What follows belongs to an exercise in optimizing a design on an open flow for small area; a production flow would make more cautious choices.
The series may have gaps, and a smaller design here may also do less where the tests do not look.
Function was not checked in any run shown here: the RTL went through the layout flow alone.
No activity file was given, so power comes from the tool's default toggle rates.

## design/flow/run.sh

```bash
#!/bin/bash
# synth_recipe.tcl (not shown) runs the flow's synth.tcl, then flattens the netlist and writes it again
# the make line also repeats each setting of config.mk as NAME=value (left out here)
make -C /OpenROAD-flow-scripts/flow DESIGN_CONFIG=/design/flow/config.mk WORK_HOME=/design/flow/orfs CLKGATE_MAP_FILE= SYNTH_SCRIPT=/design/flow/synth_recipe.tcl finish
```

## design/flow/design.v

```verilog
`timescale 1ns / 1ps
module VGA_sync(input wire clk, reset,
	output wire hsync,vsync, video_on,
	output wire[9:0] pixel_x,pixel_y,
	output wire [3:0] x,y
    );
	 localparam HD = 640; 
	 localparam HF = 48 ; 
    localparam HB = 16 ; 
	 localparam HR = 96 ; 
	 localparam VD = 480; 
	 localparam VF = 10; 
	 localparam VB = 33; 
	 localparam VR = 2;
	 reg mod2_reg;
	 wire mod2_next;
	 reg [9:0] h_count_reg,h_count_next,v_count_reg,v_count_next;
	 reg v_sync_reg,h_sync_reg;
	 wire v_sync_next,h_sync_next;
	 wire h_end,v_end,pixel_tick;
	 reg [2:0] rgb_reg;
	 always@(posedge clk)
		 if(reset)
		 begin
			mod2_reg<=1'b0;
			h_count_reg<=0;
			v_count_reg<=0;
			h_sync_reg<=1'b0;
			v_sync_reg<=1'b0;
		 end
		 else 
		 begin
			mod2_reg<=mod2_next;
			h_count_reg<=h_count_next;
			v_count_reg<=v_count_next;
			h_sync_reg<=h_sync_next;
			v_sync_reg<=v_sync_next;
		 end
	 assign mod2_next=~mod2_reg;
	 assign pixel_tick=mod2_reg;
	 assign h_end=(h_count_reg==(HD+HF+HB+HR-1));
	 assign v_end=(v_count_reg==(VD+VF+VB+VR-1));
	 always@*
	 if(pixel_tick)
		if(h_end)
			h_count_next=0;
		else 
			h_count_next=h_count_reg+1;
	 else
		h_count_next=h_count_reg;
	 always@*
	 if(pixel_tick && h_end)
		if(v_end)
			v_count_next=0;
		else 
			v_count_next=v_count_reg+1;
	 else
		v_count_next=v_count_reg;
	assign h_sync_next = (h_count_reg>=(HD+HB) && h_count_reg<=(HD+HB+HR-1));
	assign v_sync_next = (v_count_reg>=(VD+VB) && v_count_reg<=(VD+VB+VR-1));
	assign video_on = (h_count_reg<HD) && (v_count_reg<VD);
	assign hsync = ~h_sync_reg;
	assign vsync = ~v_sync_reg;
	assign pixel_x = h_count_reg;
	assign pixel_y = v_count_reg;
	assign x=(h_count_reg>=160)? (h_count_reg-160)/32-1 :0;	
	assign y=(v_count_reg>=80)? (v_count_reg-80)/32-1: 0;
endmodule
`timescale 1ns / 1ps
module game_controller#(parameter N=10)(
	input [7:0] in,
	input clk,reset,
	output [3:0] ball_x1_o, ball_y1_o,ball_x2_o,ball_y2_o,
	output [N-1:0] out1,out2,out3,out4,out5,out6,out7,out8,out9,out10,
	output key_en
    );
	 wire [N-1:0] maze [N-1:0];
	 reg [3:0] ball_x1;
	 reg [3:0] ball_y1;
	 reg [3:0] ball_x2;
	 reg [3:0] ball_y2;
	 reg [12:0] clk_count;
	 wire c_end;
	 wire led1,led2,led3,led4;
	 assign c_end=(clk_count==13'd6_750);
	 assign led1 = (ball_x1<4'd9) ? maze[ball_y1][ball_x1+4'b1]:1;
	 assign led2 =(ball_x1>4'd0)? maze[ball_y1][ball_x1-4'b1]:1;
	 assign led3 = (ball_y1<4'd9) ? maze[ball_y1+4'b1][ball_x1]:1;
	 assign led4 = (ball_y1>4'd0) ? maze[ball_y1-4'b1][ball_x1]:1;
	 wire right,left,down,up;
	 assign right = (ball_x2<4'd9) ? maze[ball_y2][ball_x2+4'b1]:1;
	 assign left =(ball_x2>4'd0)? maze[ball_y2][ball_x2-4'b1]:1;
	 assign down = (ball_y2<4'd9) ? maze[ball_y2+4'b1][ball_x2]:1;
	 assign up = (ball_y2>4'd0) ? maze[ball_y2-4'b1][ball_x2]:1;
	 assign out1=maze[0];
	 assign out2=maze[1];
	 assign out3=maze[2];
	 assign out4=maze[3];
	 assign out5=maze[4];
	 assign out6=maze[5];
	 assign out7=maze[6];
	 assign out8=maze[7];
	 assign out9=maze[8];
	 assign out10=maze[9];
	 always@(posedge clk)
	 begin
		if(reset)
			clk_count<=0;
		else
		begin
			clk_count<=clk_count+1;
			if(c_end)
			begin
				clk_count<=0;
			end
		end
	end 
	 assign ball_x1_o[3:0]=ball_x1[3:0];
	 assign ball_y1_o[3:0]=ball_y1[3:0];
	 assign ball_x2_o[3:0]=ball_x2[3:0];
	 assign ball_y2_o[3:0]=ball_y2[3:0];
	 assign maze[0]=10'b0010101010;
	 assign maze[1]=10'b0000100010;
	 assign maze[2]=10'b1110101010;
	 assign maze[3]=10'b1000101110;
	 assign maze[4]=10'b0011101000;
	 assign maze[5]=10'b0000000010;
	 assign maze[6]=10'b1111110010;
	 assign maze[7]=10'b0001000110;
	 assign maze[8]=10'b0101010010;
	 assign maze[9]=10'b0100010000;
	assign key_en=c_end;	
	 always@(posedge clk)
	 begin
		if(reset)
			begin
				ball_x1<=0;
				ball_y1<=0;
				ball_x2<=9;
				ball_y2<=9;
			end
		else  
			begin
			if(in==8'h72)begin
				if(!led3)
				begin
					ball_y1<=ball_y1+4'b0001;	 
				end
			end
			else if(in==8'h75)begin
					if(!led4) begin
						ball_y1<=ball_y1-4'b0001; 
					end
			end
			else if(in==8'h74)begin
					if(!led1) begin
						ball_x1<=ball_x1+4'b0001; 
					end
			end
			else if(in==8'h6B)begin
					if(!led2) begin
						ball_x1<=ball_x1-4'b0001;	 
					end
			end
			else if(in==8'h1B)begin
				if(!down)
				begin
					ball_y2<=ball_y2+4'b0001;	 
				end
			end
			else if(in==8'h1D)begin
					if(!up) begin
						ball_y2<=ball_y2-4'b0001; 
					end
			end
			else if(in==8'h23)begin
					if(!right) begin
						ball_x2<=ball_x2+4'b0001; 
					end
			end
			else if(in==8'h1C)begin
					if(!left) begin
						ball_x2<=ball_x2-4'b0001;	 
					end
			end
			else begin ball_x1<=ball_x1;
						  ball_y1<=ball_y1;
							ball_x2<=ball_x2;
						  ball_y2<=ball_y2;
			end
		end
	end
endmodule
`timescale 1ns / 1ps
module ps2_keyboard
	(
	input wire clk, reset,
    input wire ps2d, ps2c, rx_en,
    output wire [7:0] dout
   );
   localparam [1:0]
      idle = 2'b00,
      dps  = 2'b01,
      load = 2'b10;
   reg [1:0] state_reg, state_next;
   reg [7:0] filter_reg;
   wire [7:0] filter_next;
   reg f_ps2c_reg;
   wire f_ps2c_next;
   reg [3:0] n_reg, n_next;
   reg [10:0] b_reg, b_next;
   wire fall_edge;
	reg rx_done,rx_done_next;
   always @(posedge clk)
   if (reset)
      begin
         filter_reg <= 0;
         f_ps2c_reg <= 0;
      end
   else
      begin
         filter_reg <= filter_next;
         f_ps2c_reg <= f_ps2c_next;
      end
   assign filter_next = {ps2c, filter_reg[7:1]};
   assign f_ps2c_next = (filter_reg==8'b11111111) ? 1'b1 :
                        (filter_reg==8'b00000000) ? 1'b0 :
                         f_ps2c_reg;
   assign fall_edge = f_ps2c_reg & ~f_ps2c_next;
   always @(posedge clk)
      if (reset)
         begin
            state_reg <= idle;
            n_reg <= 0;
            b_reg <= 0;
         end
		else if(rx_done)
			begin
				b_reg <= 0;
			end
      else
         begin
            state_reg <= state_next;
            n_reg <= n_next;
            b_reg <= b_next;
         end
   always @(posedge clk)
      if (!reset && rx_done)
         rx_done_next <= 0;
   always @*
   begin
      state_next = state_reg;
      n_next = n_reg;
      b_next = b_reg;
      case (state_reg)
         idle:
            if (fall_edge)
               begin
                  b_next = {ps2d, b_reg[10:1]};
                  n_next = 4'b1001;
                  state_next = dps;
               end
         dps:  
            if (fall_edge)
               begin
                  b_next = {ps2d, b_reg[10:1]};
                  if (n_reg==0)
                     state_next = load;
                  else
                     n_next = n_reg - 1;
               end
         load: 
            begin
               state_next = idle;
            end
      endcase
   end
	reg [7:0] data;
	always@(posedge clk)
		if(rx_en)
		begin
			data<=b_reg[8:1];
			rx_done<=1'b1;
		end
		else
		begin
			data<=8'b00000000;
			rx_done<=rx_done_next;
		end
   assign dout = data;  
endmodule
`timescale 1ns / 1ps
module vga_RGB#(parameter N=10)(
	input clk,reset,
	input wire [9:0] pix_x,pix_y,
	input wire [3:0] pos_x,pos_y,
	input wire [3:0] b_x1, b_y1,b_x2,b_y2,
	input wire [N:0] row1,row2,row3,row4,row5,row6,row7,row8,row9,row10,
	output wire [3:0] RGB
    );
	 reg [3:0] rgb_reg;
	 wire R_WON,B_WON;
	 assign R_WON= ((b_x1==9) && (b_y1==9));
	 assign B_WON= ((b_x2==0) && (b_y2==0));
		always@(posedge clk)
		if(reset)
		begin
			rgb_reg<=0;
		end
		else
		begin
			if(pix_x>=192 && pix_x<=512 && pix_y>=80 && pix_y<=432)
			begin
				if(pos_x==0 && pos_y==0)
					if(pos_x==b_x2 && pos_y==b_y2)
						rgb_reg<=3'b100;
					else
						rgb_reg<=3'b001;
				else if(pos_x==9 && pos_y==9)
					if(pos_x==b_x1 && pos_y==b_y1)
						rgb_reg<=3'b001;
					else
						rgb_reg<=3'b100; 
				else if(R_WON)
						rgb_reg<=3'b001;
				else if(B_WON)
						rgb_reg<=3'b100;
				else begin
					case(pos_y)
						4'b0000:
							begin
							if( pos_y==b_y1 && pos_x==b_x1)
								rgb_reg<=3'b001;
							else if( pos_y==b_y2 && pos_x==b_x2)
								rgb_reg<=3'b100;
							else
							begin
								if(row1[pos_x]==0 )
									rgb_reg<=3'b101;
								else
									rgb_reg<=3'b011;
							end
							end
						4'b0001:
							begin
							if( pos_y==b_y1 && pos_x==b_x1)
								rgb_reg<=3'b001;
							else if( pos_y==b_y2 && pos_x==b_x2)
								rgb_reg<=3'b100;
							else
							begin
								if(row2[pos_x]==0 )
									rgb_reg<=3'b101;
								else
									rgb_reg<=3'b011;
							end
							end
						4'b0010:
							begin
							if( pos_y==b_y1 && pos_x==b_x1)
								rgb_reg<=3'b001;
							else if( pos_y==b_y2 && pos_x==b_x2)
								rgb_reg<=3'b100;
							else
							begin
								if(row3[pos_x]==0 )
									rgb_reg<=3'b101;
								else
									rgb_reg<=3'b011;
							end
							end
						4'b0011:
							begin
							if( pos_y==b_y1 && pos_x==b_x1)
								rgb_reg<=3'b001;
							else if( pos_y==b_y2 && pos_x==b_x2)
								rgb_reg<=3'b100;
							else
							begin
								if(row4[pos_x]==0 )
									rgb_reg<=3'b101;
								else
									rgb_reg<=3'b011;
							end
							end
						4'b0100:
							begin
							if( pos_y==b_y1 && pos_x==b_x1)
								rgb_reg<=3'b001;
							else if( pos_y==b_y2 && pos_x==b_x2)
								rgb_reg<=3'b100;
							else
							begin
								if(row5[pos_x]==0 )
									rgb_reg<=3'b101;
								else
									rgb_reg<=3'b011;
							end
							end
						4'b0101:
							begin
							if( pos_y==b_y1 && pos_x==b_x1)
								rgb_reg<=3'b001;
							else if( pos_y==b_y2 && pos_x==b_x2)
								rgb_reg<=3'b100;
							else
							begin
								if(row6[pos_x]==0 )
									rgb_reg<=3'b101;
								else
									rgb_reg<=3'b011;
							end
							end
						4'b0110:
							begin
							if( pos_y==b_y1 && pos_x==b_x1)
								rgb_reg<=3'b001;
							else if( pos_y==b_y2 && pos_x==b_x2)
								rgb_reg<=3'b100;
							else
							begin
								if(row7[pos_x]==0 )
									rgb_reg<=3'b101;
								else
									rgb_reg<=3'b011;
							end
							end
						4'b0111:
							begin
							if( pos_y==b_y1 && pos_x==b_x1)
								rgb_reg<=3'b001;
							else if( pos_y==b_y2 && pos_x==b_x2)
								rgb_reg<=3'b100;
							else
							begin
								if(row8[pos_x]==0 )
									rgb_reg<=3'b101;
								else
									rgb_reg<=3'b011;
							end
							end
						4'b1000:
							begin
							if( pos_y==b_y1 && pos_x==b_x1)
								rgb_reg<=3'b001;
							else if( pos_y==b_y2 && pos_x==b_x2)
								rgb_reg<=3'b100;
							else
							begin
								if(row9[pos_x]==0 )
									rgb_reg<=3'b101;
								else
									rgb_reg<=3'b011;
							end
							end
						4'b1001:
							begin
							if( pos_y==b_y1 && pos_x==b_x1)
								rgb_reg<=3'b001;
							else if( pos_y==b_y2 && pos_x==b_x2)
								rgb_reg<=3'b100;
							else
							begin
								if(row10[pos_x]==0 )
									rgb_reg<=3'b101;
								else
									rgb_reg<=3'b011;
							end
							end
						endcase
					end
			end
			else
				rgb_reg<=0;
		end
	assign RGB=rgb_reg;
endmodule
`timescale 1ns / 1ps
module Connector#(parameter N=10)(
	input clk,reset,
	input ps2d,ps2c,
	output HSYNC,VSYNC,
	output [3:0]RGB
);
	 wire [7:0] in;  
	 wire key_en;  
	 reg [3:0] rgb_reg; 
	 wire [9:0] pix_x,pix_y;
	 wire video_on;
	 wire [3:0] pos_x,pos_y;
	 wire [3:0] b_x1, b_y1,b_x2,b_y2;
	 wire [N-1:0] row1,row2,row3,row4,row5,row6,row7,row8,row9,row10;
	VGA_sync vgasync(.clk(clk),.reset(reset),.hsync(HSYNC),.vsync(VSYNC),
		.pixel_x(pix_x), .pixel_y(pix_y),.video_on(video_on),.x(pos_x),.y(pos_y));
	game_controller game(.clk(clk),.reset(reset),.in(in),.ball_x1_o(b_x1),.ball_y1_o(b_y1),
			.ball_x2_o(b_x2),.ball_y2_o(b_y2),
			.out1(row1),
			.out2(row2),
			.out3(row3),
			.out4(row4),
			.out5(row5),
			.out6(row6),
			.out7(row7),
			.out8(row8),
			.out9(row9),
			.out10(row10),
			.key_en(key_en)
			);
	ps2_keyboard ps2(.clk(clk),.reset(reset),.ps2d(ps2d),.ps2c(ps2c),.rx_en(key_en),
		.dout(in));
	vga_RGB vga_rgb(.clk(clk),.reset(reset),.pix_x(pix_x), .pix_y(pix_y), .pos_x(pos_x), .pos_y(pos_y), .b_x1(b_x1), .b_y1(b_y1), 
			.b_x2(b_x2), .b_y2(b_y2), 
			.row1(row1),
			.row2(row2),
			.row3(row3),
			.row4(row4),
			.row5(row5),
			.row6(row6),
			.row7(row7),
			.row8(row8),
			.row9(row9),
			.row10(row10),
			.RGB(RGB) );
endmodule
```

## design/flow/constraint.sdc

```tcl
create_clock -name core_clock -period 10.0 [get_ports {clk}]
set_input_delay 2.0000 -clock core_clock [delete_from_list [all_inputs] [get_ports {clk}]]
set_output_delay 2.0000 -clock core_clock [all_outputs]
set_load 0.01 [all_outputs]
```

## design/flow/config.mk

```make
export PLATFORM = sky130hd
export DESIGN_NAME = Connector
export DESIGN_NICKNAME = Connector
export VERILOG_FILES = /design/flow/design.v
export SDC_FILE = /design/flow/constraint.sdc
export NUM_CORES = 4
export LEC_CHECK = 0
export CAP_MARGIN = 20
export CORE_MARGIN = 2
export CORE_UTILIZATION = 40
export SLEW_MARGIN = 20
```

Figure 1. Cells by drive strength (run 1).
Bar = 50 µm.
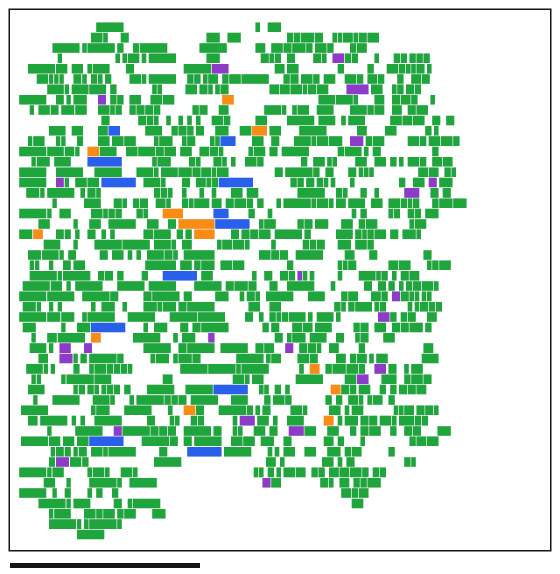
size	color	cells
drive 3 to 4	orange	12
drive 1 or less	green	925
drive 6 and up	blue	12
drive 2	purple	23

Figure 2. Signal wires on met4 (run 1).
Supply wires on this layer in gray.
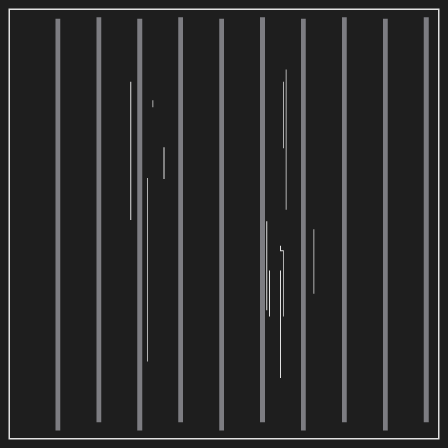
main direction	vertical
nets with wire on the layer	10
Vias: 7031
Routed WL: 18300 µm

Figure 3. The clock network (run 1).
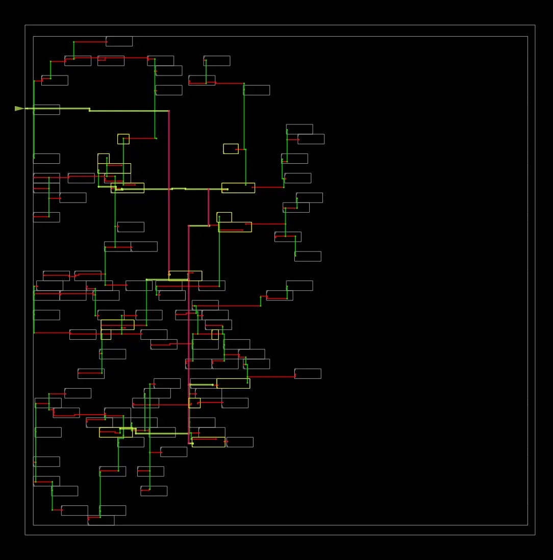
clock latency at the later pin of the worst-skew pair: 0.34 ns
layout sequential cell count: 89
Setup Skew: 0.00808 ns
TritonCTS Buffers: 9
clk pwr: 325 µW

==> impl_metrics.json, run 1 <==
{
  "overflow": 0,
  "synth_top_family_by_area": "simple AND/OR/NAND/NOR gates",
  "cap_violations": 0,
  "rsz0062_at_grt": "no",
  "hold_class": "flip-flop to flip-flop",
  "min-delay-start": "ps2.b_reg[1]$_SDFFE_PP0P_",
  "ir_worst_vdd_mv": 0.0921,
  "ios": 10,
  "drc_errors": 0,
  "synth_adder_area_share": 0.0773,
  "yosys.area_share.simple": 0.282,
  "layout-drive-gt1-share": 0.0484,
  "end_kind": "flip-flop",
  "crit_chain": "inv_1, ha_1, mux2_4, mux2_4, a221oi_4, mux2i_1, o22ai_1, nor4b_1, nor4_1, nor2_1, a32o_1",
  "largest_reg_flops": 13,
  "tns_ns": 0,
  "rows": 50,
  "crit_path_top_delay_cell": "dfxtp_1",
  "power_density_nw_per_um2": 89.6,
  "regArea_um2": 1780,
  "avgViaCountPerCell": 5.83,
  "h-tree-depth": 3,
  "yosysUniqueCellTypes": 81,
  "power.leakage_nw": 2.99,
  "cts_resized": 0,
  "synthMuxAreaShare": 0.0452,
  "core_area_um2": 18700,
  "synth-main-ff-cell": "dfxtp_1",
  "synth_xor_xnor_area_share": 0.0888,
  "status": "finished clean",
  "fin_util": 0.429,
  "cts_sinks": 89,
  "worst_slew_pin_slew_ns": 1.08,
  "hold_violations": 0,
  "synth_top_cell_by_area": "dfxtp_1",
  "min_period_over_period": 0.418,
  "min_period_ns": 4.18,
  "ys_ff_latch": 89,
  "place_ws_ns": 5.75,
  "yosys_warnings": 14,
  "portBuffers": 8,
  "ys_top_cells_by_count": "118 x nor2_1, 89 x dfxtp_1, 78 x nand2_1, 53 x o21ai_0"
}
==> run 1: worst max-delay path, delay by kind of cell (launching register included) <==
family	cells	cell delay, ns
muxes	3	0.92
AOI/OAI and AO/OA	3	0.90
DFF	1	0.77
and+or+nand+nor	3	0.74
adders and majority gates	1	0.54
buffers and inverters	1	0.19
==> run 1: path summary, 6_finish.rpt <==
| check | depth (start not counted) | slack [ns] | end |
|---|---|---|---|
| setup / recovery | 11 | 5.82 | vga_rgb.rgb_reg[1]$_SDFFE_PP0P_ |
| hold / removal | 1 | 0.46 | ps2.data[0]$_SDFF_PN0_ |
| setup reg to reg | 11 | 5.82 | vga_rgb.rgb_reg[1]$_SDFFE_PP0P_ |
| hold reg to reg | 1 | 0.46 | ps2.data[0]$_SDFF_PN0_ |
==> run 1: metal layers <==
metal | up-vias | global-route usage
li1 | 3558 | -
met5 | - | 0
met3 | 26 | 0.0206
met2 | 192 | 0.289
met1 | 3255 | 0.260
met4 | 0 | 0.0500
==> run 1: cell families (layout without fill, tap and decap cells) <==
family / count (synthesis) / after routing
buffers and inverters: 110 / 68
and+or+nand+nor: 420 / 420
muxes: 33 / 33
other: 1 / 1
DFF: 89 / 89
xor gates and xnor gates: 74 / 74
adders and majority gates: 47 / 47
AOI/OAI and AO/OA: 240 / 240
==> run 1: cell usage in the layout (no fill, tap or decap), types with 7 or more instances in the layout <==
master,count
or3_1,13
o31ai_1,12
or2_2,8
nor2_1,118
nand2b_1,11
and2_1,12
clkdlybuf4s50_1,8
inv_1,38
nor2b_1,24
o22ai_1,7
nand3_1,36
nor3b_1,10
nor3_1,31
a21oi_1,52
mux2i_1,28
nand2_1,78
nor4_1,15
xor2_1,36
xnor2_1,36
clkbuf_16,9
o21ai_0,52
ha_1,47
dfxtp_1,89
and3_1,12
nand4_1,20
a31oi_1,16
o211ai_1,8
a211oi_1,7
o31a_1,10
==> run 1: layout make-up <==
type,instances,share of cell area
inverter,40,0.0187
sequential,89,0.222
timing repair buffer,12,0.0137
clock inverter,7,0.00764
multi-input combinational,815,0.673
clock buffer,9,0.0281
tap,234,0.0365
==> run 1: where the power goes <==
| part | switching (mW) | total, mW | internal (mW) | leakage (nW) |
|---|---|---|---|---|
| registers | 0.00417 | 0.362 | 0.358 | 0.719 |
| logic | 0.0197 | 0.0317 | 0.0120 | 2.13 |
| clock network | 0.152 | 0.325 | 0.173 | 0.140 |
Figure 4. Ports around the boundary (run 1).
Pins as bars across the die edge, other pins in gray.
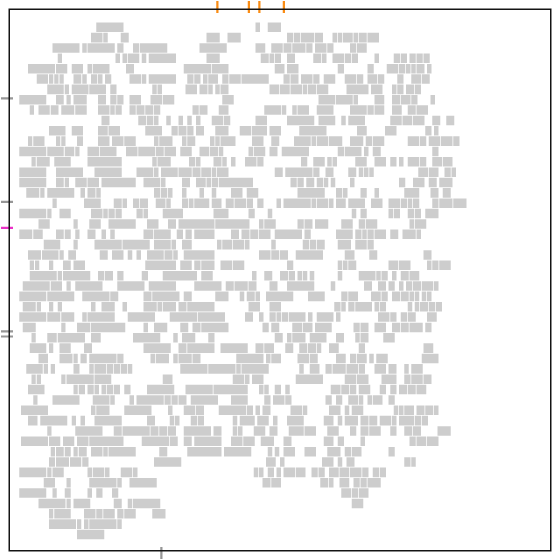

==> run 2: a larger rewrite; changed files in full <==
==> design/flow/design.v <==
`timescale 1ns / 1ps
module VGA_sync(input wire clk, reset,
	output wire hsync, vsync,
	output wire [9:0] pixel_x, pixel_y
	);
	reg [10:0] hc;
	reg [9:0] vc;
	reg h_sync_reg, v_sync_reg;
	wire h_end = (hc == 11'd1599);
	always @(posedge clk)
		if (reset) begin
			hc <= 0;
			vc <= 10'd16;
			h_sync_reg <= 1'b0;
			v_sync_reg <= 1'b0;
		end else begin
			hc <= h_end ? 11'd0 : hc + 11'd1;
			if (h_end)
				vc <= (vc == 10'd540) ? 10'd16 : vc + 10'd1;
			h_sync_reg <= (hc[10:1] >= 10'd656) && (hc[10:1] <= 10'd751);
			v_sync_reg <= (vc >= 10'd529) && (vc <= 10'd530);
		end
	assign hsync = ~h_sync_reg;
	assign vsync = ~v_sync_reg;
	assign pixel_x = hc[10:1];
	assign pixel_y = vc;
endmodule
`timescale 1ns / 1ps
module game_controller(
	input [7:0] code,
	input clk, reset,
	output [3:0] ball_x1_o, ball_y1_o, ball_x2_o, ball_y2_o,
	output key_en,
	output reg key_done
	);
	reg [3:0] ball_x1, ball_y1, ball_x2, ball_y2;
	reg [12:0] clk_count;
	wire c_end = (clk_count == 13'h1AA1);
	always @(posedge clk)
		if (reset || c_end)
			clk_count <= 0;
		else
			clk_count <= {clk_count[11:0], ~(clk_count[12] ^ clk_count[3] ^ clk_count[2] ^ clk_count[0])};
	always @(posedge clk)
		key_done <= c_end;
	localparam [255:0] MAZE = 256'hffffffff443f54bf11bffcbf00bf3a3f8bbfeabf08bf2abfffffffffffffffff;
	function wall(input [3:0] x, input [3:0] y);
		wall = MAZE[{y, x}];
	endfunction
	reg hit, p2, vert, dec;
	always @* begin
		hit = 1'b1; p2 = 1'b0; vert = 1'b0; dec = 1'b0;
		case (code)
			8'h72: begin vert = 1'b1; end
			8'h75: begin vert = 1'b1; dec = 1'b1; end
			8'h74: ;
			8'h6B: begin dec = 1'b1; end
			8'h1B: begin p2 = 1'b1; vert = 1'b1; end
			8'h1D: begin p2 = 1'b1; vert = 1'b1; dec = 1'b1; end
			8'h23: begin p2 = 1'b1; end
			8'h1C: begin p2 = 1'b1; dec = 1'b1; end
			default: hit = 1'b0;
		endcase
	end
	wire [3:0] cx = p2 ? ball_x2 : ball_x1;
	wire [3:0] cy = p2 ? ball_y2 : ball_y1;
	wire [3:0] t = (vert ? cy : cx) + (dec ? 4'b1111 : 4'b0001);
	wire blocked = wall(vert ? cx : t, vert ? t : cy);
	wire go = key_done & hit & ~blocked;
	always @(posedge clk)
		if (reset) begin
			ball_x1 <= 4'd6;
			ball_y1 <= 4'd4;
			ball_x2 <= 4'd15;
			ball_y2 <= 4'd13;
		end else if (go) begin
			if (!p2 && !vert) ball_x1 <= t;
			if (!p2 && vert) ball_y1 <= t;
			if (p2 && !vert) ball_x2 <= t;
			if (p2 && vert) ball_y2 <= t;
		end
	assign ball_x1_o = ball_x1;
	assign ball_y1_o = ball_y1;
	assign ball_x2_o = ball_x2;
	assign ball_y2_o = ball_y2;
	assign key_en = c_end;
endmodule
`timescale 1ns / 1ps
module ps2_keyboard(
	input wire clk, reset,
	input wire ps2d, ps2c, rx_en, rx_done,
	output wire [7:0] dout
	);
	reg last_c;
	reg [2:0] run;
	reg f_ps2c_reg;
	reg [3:0] st;
	reg [9:0] b_reg;
	wire full = (run == 3'd7);
	wire fall_edge = f_ps2c_reg & ~last_c & full;
	always @(posedge clk)
		if (reset) begin
			last_c <= 1'b0;
			run <= 3'd7;
			f_ps2c_reg <= 1'b0;
		end else begin
			last_c <= ps2c;
			run <= (ps2c != last_c) ? 3'd0 : full ? 3'd7 : run + 3'd1;
			if (full)
				f_ps2c_reg <= last_c;
		end
	always @(posedge clk)
		if (reset) begin
			st <= 4'd0;
			b_reg <= 0;
		end else if (rx_done) begin
			b_reg <= 0;
		end else begin
			if (st == 4'd11)
				st <= 4'd0;
			else if (fall_edge)
				st <= st + 4'd1;
			if (fall_edge && st != 4'd11 && !rx_en)
				b_reg <= {ps2d, b_reg[9:1]};
		end
	assign dout = b_reg[7:0];
endmodule
`timescale 1ns / 1ps
module vga_RGB(
	input clk, reset,
	input wire [9:0] pix_x, pix_y,
	input wire [3:0] b_x1, b_y1, b_x2, b_y2,
	output wire [3:0] RGB
	);
	reg [2:0] rgb_reg;
	localparam [255:0] MAZE = 256'hffffffff443f54bf11bffcbf00bf3a3f8bbfeabf08bf2abfffffffffffffffff;
	function wall(input [3:0] x, input [3:0] y);
		wall = MAZE[{y, x}];
	endfunction
	wire [3:0] cx = pix_x[8:5];
	wire [4:0] cy = pix_y[9:5];
	wire in_x = (pix_x >= 10'd192) && (pix_x <= 10'd512);
	wire in_y = (pix_y >= 10'd96) && (pix_y <= 10'd448);
	wire edge_row = (cy == 5'd3) || (cy == 5'd14);
	wire R_WON = (b_x1 == 4'd15) && (b_y1 == 4'd13);
	wire B_WON = (b_x2 == 4'd6) && (b_y2 == 4'd4);
	wire at1 = (cx == b_x1) && (cy[3:0] == b_y1);
	wire at2 = (cx == b_x2) && (cy[3:0] == b_y2);
	wire w = wall(cx, cy[3:0]) & ~pix_x[9];
	always @(posedge clk)
		if (reset)
			rgb_reg <= 3'b000;
		else if (!(in_x && in_y))
			rgb_reg <= 3'b000;
		else if (edge_row) begin
			if (R_WON) rgb_reg <= 3'b001;
			else if (B_WON) rgb_reg <= 3'b100;
		end
		else if (cx == 4'd6 && !pix_x[9] && cy == 5'd4)
			rgb_reg <= B_WON ? 3'b100 : 3'b001;
		else if (cx == 4'd15 && cy == 5'd13)
			rgb_reg <= R_WON ? 3'b001 : 3'b100;
		else if (R_WON) rgb_reg <= 3'b001;
		else if (B_WON) rgb_reg <= 3'b100;
		else if (at1) rgb_reg <= 3'b001;
		else if (at2) rgb_reg <= 3'b100;
		else rgb_reg <= w ? 3'b011 : 3'b101;
	assign RGB = {1'b0, rgb_reg};
endmodule
`timescale 1ns / 1ps
module Connector#(parameter N=10)(
	input clk,reset,
	input ps2d,ps2c,
	output HSYNC,VSYNC,
	output [3:0]RGB
);
	wire [9:0] pix_x, pix_y;
	wire [3:0] b_x1, b_y1, b_x2, b_y2;
	wire [7:0] code;
	wire key_en, key_done;
	VGA_sync vgasync(.clk(clk), .reset(reset), .hsync(HSYNC), .vsync(VSYNC),
		.pixel_x(pix_x), .pixel_y(pix_y));
	game_controller game(.clk(clk), .reset(reset), .code(code),
		.ball_x1_o(b_x1), .ball_y1_o(b_y1), .ball_x2_o(b_x2), .ball_y2_o(b_y2),
		.key_en(key_en), .key_done(key_done));
	ps2_keyboard ps2(.clk(clk), .reset(reset), .ps2d(ps2d), .ps2c(ps2c),
		.rx_en(key_en), .rx_done(key_done), .dout(code));
	vga_RGB vga_rgb(.clk(clk), .reset(reset), .pix_x(pix_x), .pix_y(pix_y),
		.b_x1(b_x1), .b_y1(b_y1), .b_x2(b_x2), .b_y2(b_y2), .RGB(RGB));
endmodule
Figure 5. Ports around the boundary (run 2).
Pins as bars across the die edge, other pins in gray.
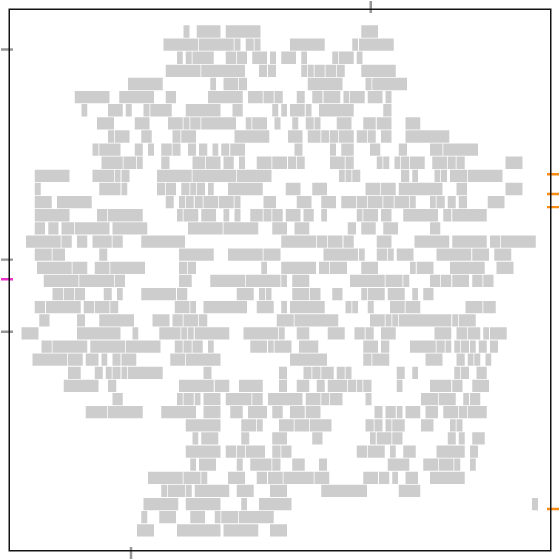
port	color	pins	direction	edge
RGB	orange	4	output	east
reset	magenta	1	input	west
all pins by edge	4 east, 4 west, 1 north, 1 south
Die Y: 112 µm
IO buf count: 8
Horiz. Die Dim: 112 µm

Figure 6. Signal wires on met4 (run 2).
Supply wires on this layer in gray.
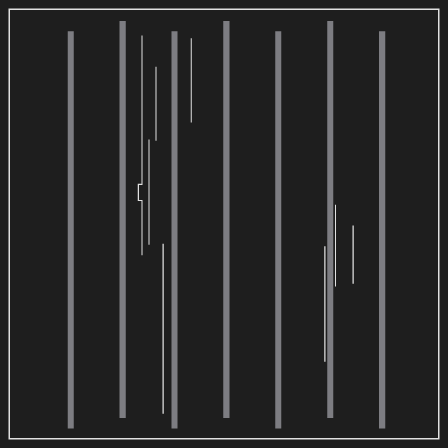
nets with wire on the layer	6
longest straight run	44.2 µm
wire length on this layer	237 µm

==> run 2 against run 1 <==
  * Non-clock buffer count shrank 3
  * Core utilization up 1.8 points
  * Register-to-register slack got worse by 1.2 ns
  * Worst setup slack got worse by 1.2 ns
  * Sequential power decreased by 15%
  * Cell count decreased by 43%
  * Wire length is 43% lower
  * Sequential share of layout area grew 7.4 points
  * Maximum frequency is 22% lower
  * Synthesized area decreased by 39%
  * Synthesized cell count is 45% lower
  * First-iteration DRC count is 63% lower
  * Critical path type unchanged
==> impl_metrics.json, run 2 <==
{
  "cts_tree": "yes",
  "dp.cells": 675,
  "synth_top_cell_by_area": "dfxtp_1",
  "synth_area_leaders": "dfxtp_1 32%, mux2i_1 7.7%, nor2_1 6.7%",
  "clock.fmax_ghz": 0.187,
  "antenna_found_initial": 0,
  "yosys_warnings": 4,
  "min_period_ns": 5.35,
  "fin_util": 0.447,
  "syn_area_per_cell_um2": 8.36,
  "status": "finished clean",
  "postCtsSetupBuffers": 0,
  "dpl.hpwl_um": 7530,
  "overflow": 0,
  "cts_buffers": 9,
  "yosysMostFrequentCell": "nor2_1",
  "h-tree-depth": 3,
  "total_power_uw": 652,
  "async_reset_ff_frac": 0,
  "stdcell_count": 691,
  "final_area_um2": 5080,
  "ys_ff_latch": 75,
  "skew_ns": 0.0110,
  "power_density_nw_per_um2": 128,
  "grt_max_degree": 46,
  "grtUsageTotal": 0.176,
  "tns_ns": 0,
  "crit_path_top_delay_cell": "fa_1",
  "synth_top_area_share": 0.322,
  "end_kind": "flip-flop",
  "crit_type": "flip-flop to flip-flop",
  "crit_chain": "nor2b_1, o2111ai_1, nand2_1, nand2_1, o21ai_0, inv_1, fa_1, or4b_2, a31oi_1, o21ai_1, a31oi_1, a2111o_1, mux2i_1",
  "start_kind": "flip-flop",
  "power.leakage_nw": 1.88,
  "drc_errors": 0,
  "hold_class": "flip-flop to flip-flop",
  "netlist_area_um2": 4660,
  "grt_pass1_vias": 3417,
  "p_seq_frac": 0.471,
  "hold_buffers": 0,
  "layout_common_cells": "83 x nor2_1, 75 x dfxtp_1, 36 x mux2i_1",
  "final_common_cell": "nor2_1",
  "synth-main-ff-cell": "dfxtp_1",
  "cts_root_buf": "clkbuf_16",
  "area.growth.synth_to_final_pct": 9.03,
  "clk-insertion-delay-late_ns": 0.34,
  "setup_viol": 0,
  "combPwrFrac": 0.030,
  "cts_sinks": 75,
  "ys_top_cells_by_count": "83 x nor2_1, 75 x dfxtp_1, 36 x mux2i_1, 32 x nand3_1, 32 x xnor2_1",
  "layout-drive-gt1-share": 0.0748,
  "drt-initial-drc-count": 246,
  "synth_seq_area_share": 0.322,
  "hold_violations": 0,
  "clkTransAtPathRegs_ns": 0.06,
  "p_sw_frac": 0.215,
  "largest_reg_flops": 13,
  "synth_edf_count": 0,
  "clkPwrFrac": 0.500,
  "critPathArrivalTime_ns": 5.61,
  "grt_pass1_wl_um": 17700,
  "crit_required_ns": 10.26,
  "worst_slew_pin_slew_ns": 0.890,
  "ir_worst_vdd_mv": 0.110,
  "slowest_delay_ns": 0.81,
  "vias": 3840,
  "cts_resized": 0,
  "gp_congestion": 0.868,
  "rows": 39,
  "regMostFlops": "game.clk_count",
  "wl_per_cell_um": 15.3,
  "top_regs": "game.clk_count: 13 flops, vgasync.hc: 11 flops",
  "cap_violations": 0,
  "num_antenna_cells": 0,
  "core_area_um2": 11400,
  "power_switching_uw": 140,
  "path_delay_family": "simple AND/OR/NAND/NOR gates",
  "first_pass_iters": 5,
  "die-area_um2": 12500,
  "rsz0062_at_grt": "no",
  "min_period_over_period": 0.535,
  "avgViaCountPerCell": 5.56,
  "fin_ws_ns": 4.65,
  "syn_inst": 557,
  "antenna_left": 0,
  "cp_num_buf_inv": 1,
  "yosysUniqueCellTypes": 81,
  "place_ws_ns": 4.76,
  "p_int_uw": 512,
  "nNetsFinal": 558,
  "wl_um": 10500
}
Figure 7. Wires at chosen ports, followed through buffers (run 2).
Bar = 20 µm.
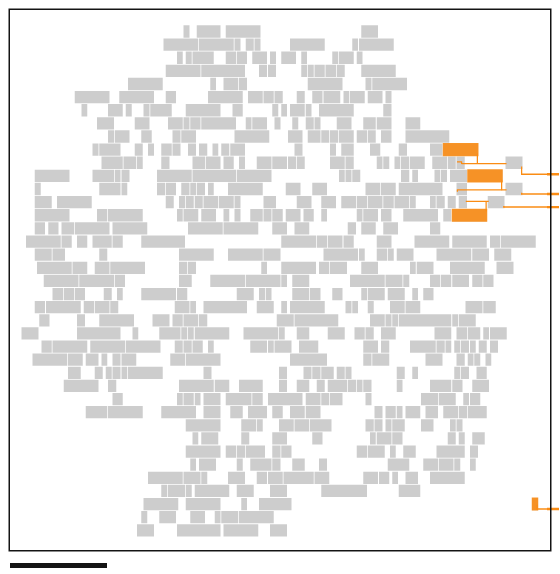
port	color	bits	direction	edge	end cells	wire
RGB	orange	4	output	east	4	56.7 µm
Top Ports: 10

## run 2: changes by cell type after synthesis, sizes merged, moves of 14 or more
| cell | change |
|---|---|
| nor3 | -20 |
| clkbuf | -33 |
| nand2 | -52 |
| dfxtp | -14 |
| a21oi | -31 |
| xor2 | -24 |
| nor2 | -34 |
| inv | -27 |
| o21ai | -32 |
| ha | -37 |
## run 2: logic make-up after synthesis
family | count (synthesis) | synth area share
compound gates | 93 | 0.142
simple gates | 248 | 0.293
xor+xnor | 45 | 0.0862
other cells | 1 | 0.000805
mux | 38 | 0.0822
buf+inv | 46 | 0.0419
flops | 75 | 0.322
fa+ha+maj | 11 | 0.0312
## run 2: layer usage
metal | global-route usage | part of all wire | up-vias
met3 | 0.0408 | 0.041 | 18
li1 | - | - | 1956
met1 | 0.251 | 0.50 | 1777
met2 | 0.253 | 0.43 | 89
met4 | 0.0741 | 0.022 | 0
met5 | 0 | 0 | -
## run 2: power by group through the flow
stage	logic (mW)	registers, mW	clock network (mW)
after floorplan	0.0156	0.312	0
after global placement	0.0189	0.313	0
after detailed placement	0.0195	0.313	0
after CTS	0.0196	0.307	0.334
after global routing	0.0222	0.308	0.349
final	0.0194	0.307	0.326
## run 2: area by class of cell
class | count | area, µm²
fill | 1130 | 6290
clock inverter | 6 | 65.1
inverter | 12 | 45.0
clock buffer | 10 | 239
sequential | 75 | 1500
multi-input combinational | 436 | 2960
timing repair buffer | 9 | 87.6
tap | 143 | 179
## run 2: final timing paths
| check | startpoint | to | slack (ns) | cells after the start |
|---|---|---|---|---|
| hold reg to reg | game.clk_count[5]$_SDFF_PP0_ | game.clk_count[6]$_SDFF_PP0_ | 0.45 | 1 |
| setup / recovery | ps2.b_reg[2]$_SDFFE_PP0P_ | game.ball_x2[2]$_SDFFE_PP1P_ | 4.65 | 13 |
| hold / removal | game.clk_count[5]$_SDFF_PP0_ | game.clk_count[6]$_SDFF_PP0_ | 0.45 | 1 |
| setup reg to reg | ps2.b_reg[2]$_SDFFE_PP0P_ | game.ball_x2[2]$_SDFFE_PP1P_ | 4.65 | 13 |

-- port drivers added, routing unchanged --
The flow's constraints put no driver on any port. The routed layouts listed below were extracted and timed again, unchanged, in two steps.
Step 1 assumes that a clkbuf_16 drives the clock port and a buf_2 every other input.
Step 2 times the ports against the registers' clock, not the clock port: input delays grow and output delays shrink by t, the midpoint of the rising clock arrivals with the driver on.
Slacks: ideal / step 1 / step 2; pairs: ideal / step 1.
run	t (ns)	setup slack, ns	worst setup path after step 2	clock arrival spread, ns	pins driven straight from the clock port
run 1	0.378	5.818 / 5.818 / 5.772	input to register	0.009 / 0.009	1
run 2	0.376	4.649 / 4.649 / 4.649	register to register	0.011 / 0.011	1
After both steps setup and hold are still met in every run listed. The setup slack of run 1, which loses most, moves by 0.000 ns with the drivers and by -0.046 ns with both steps.
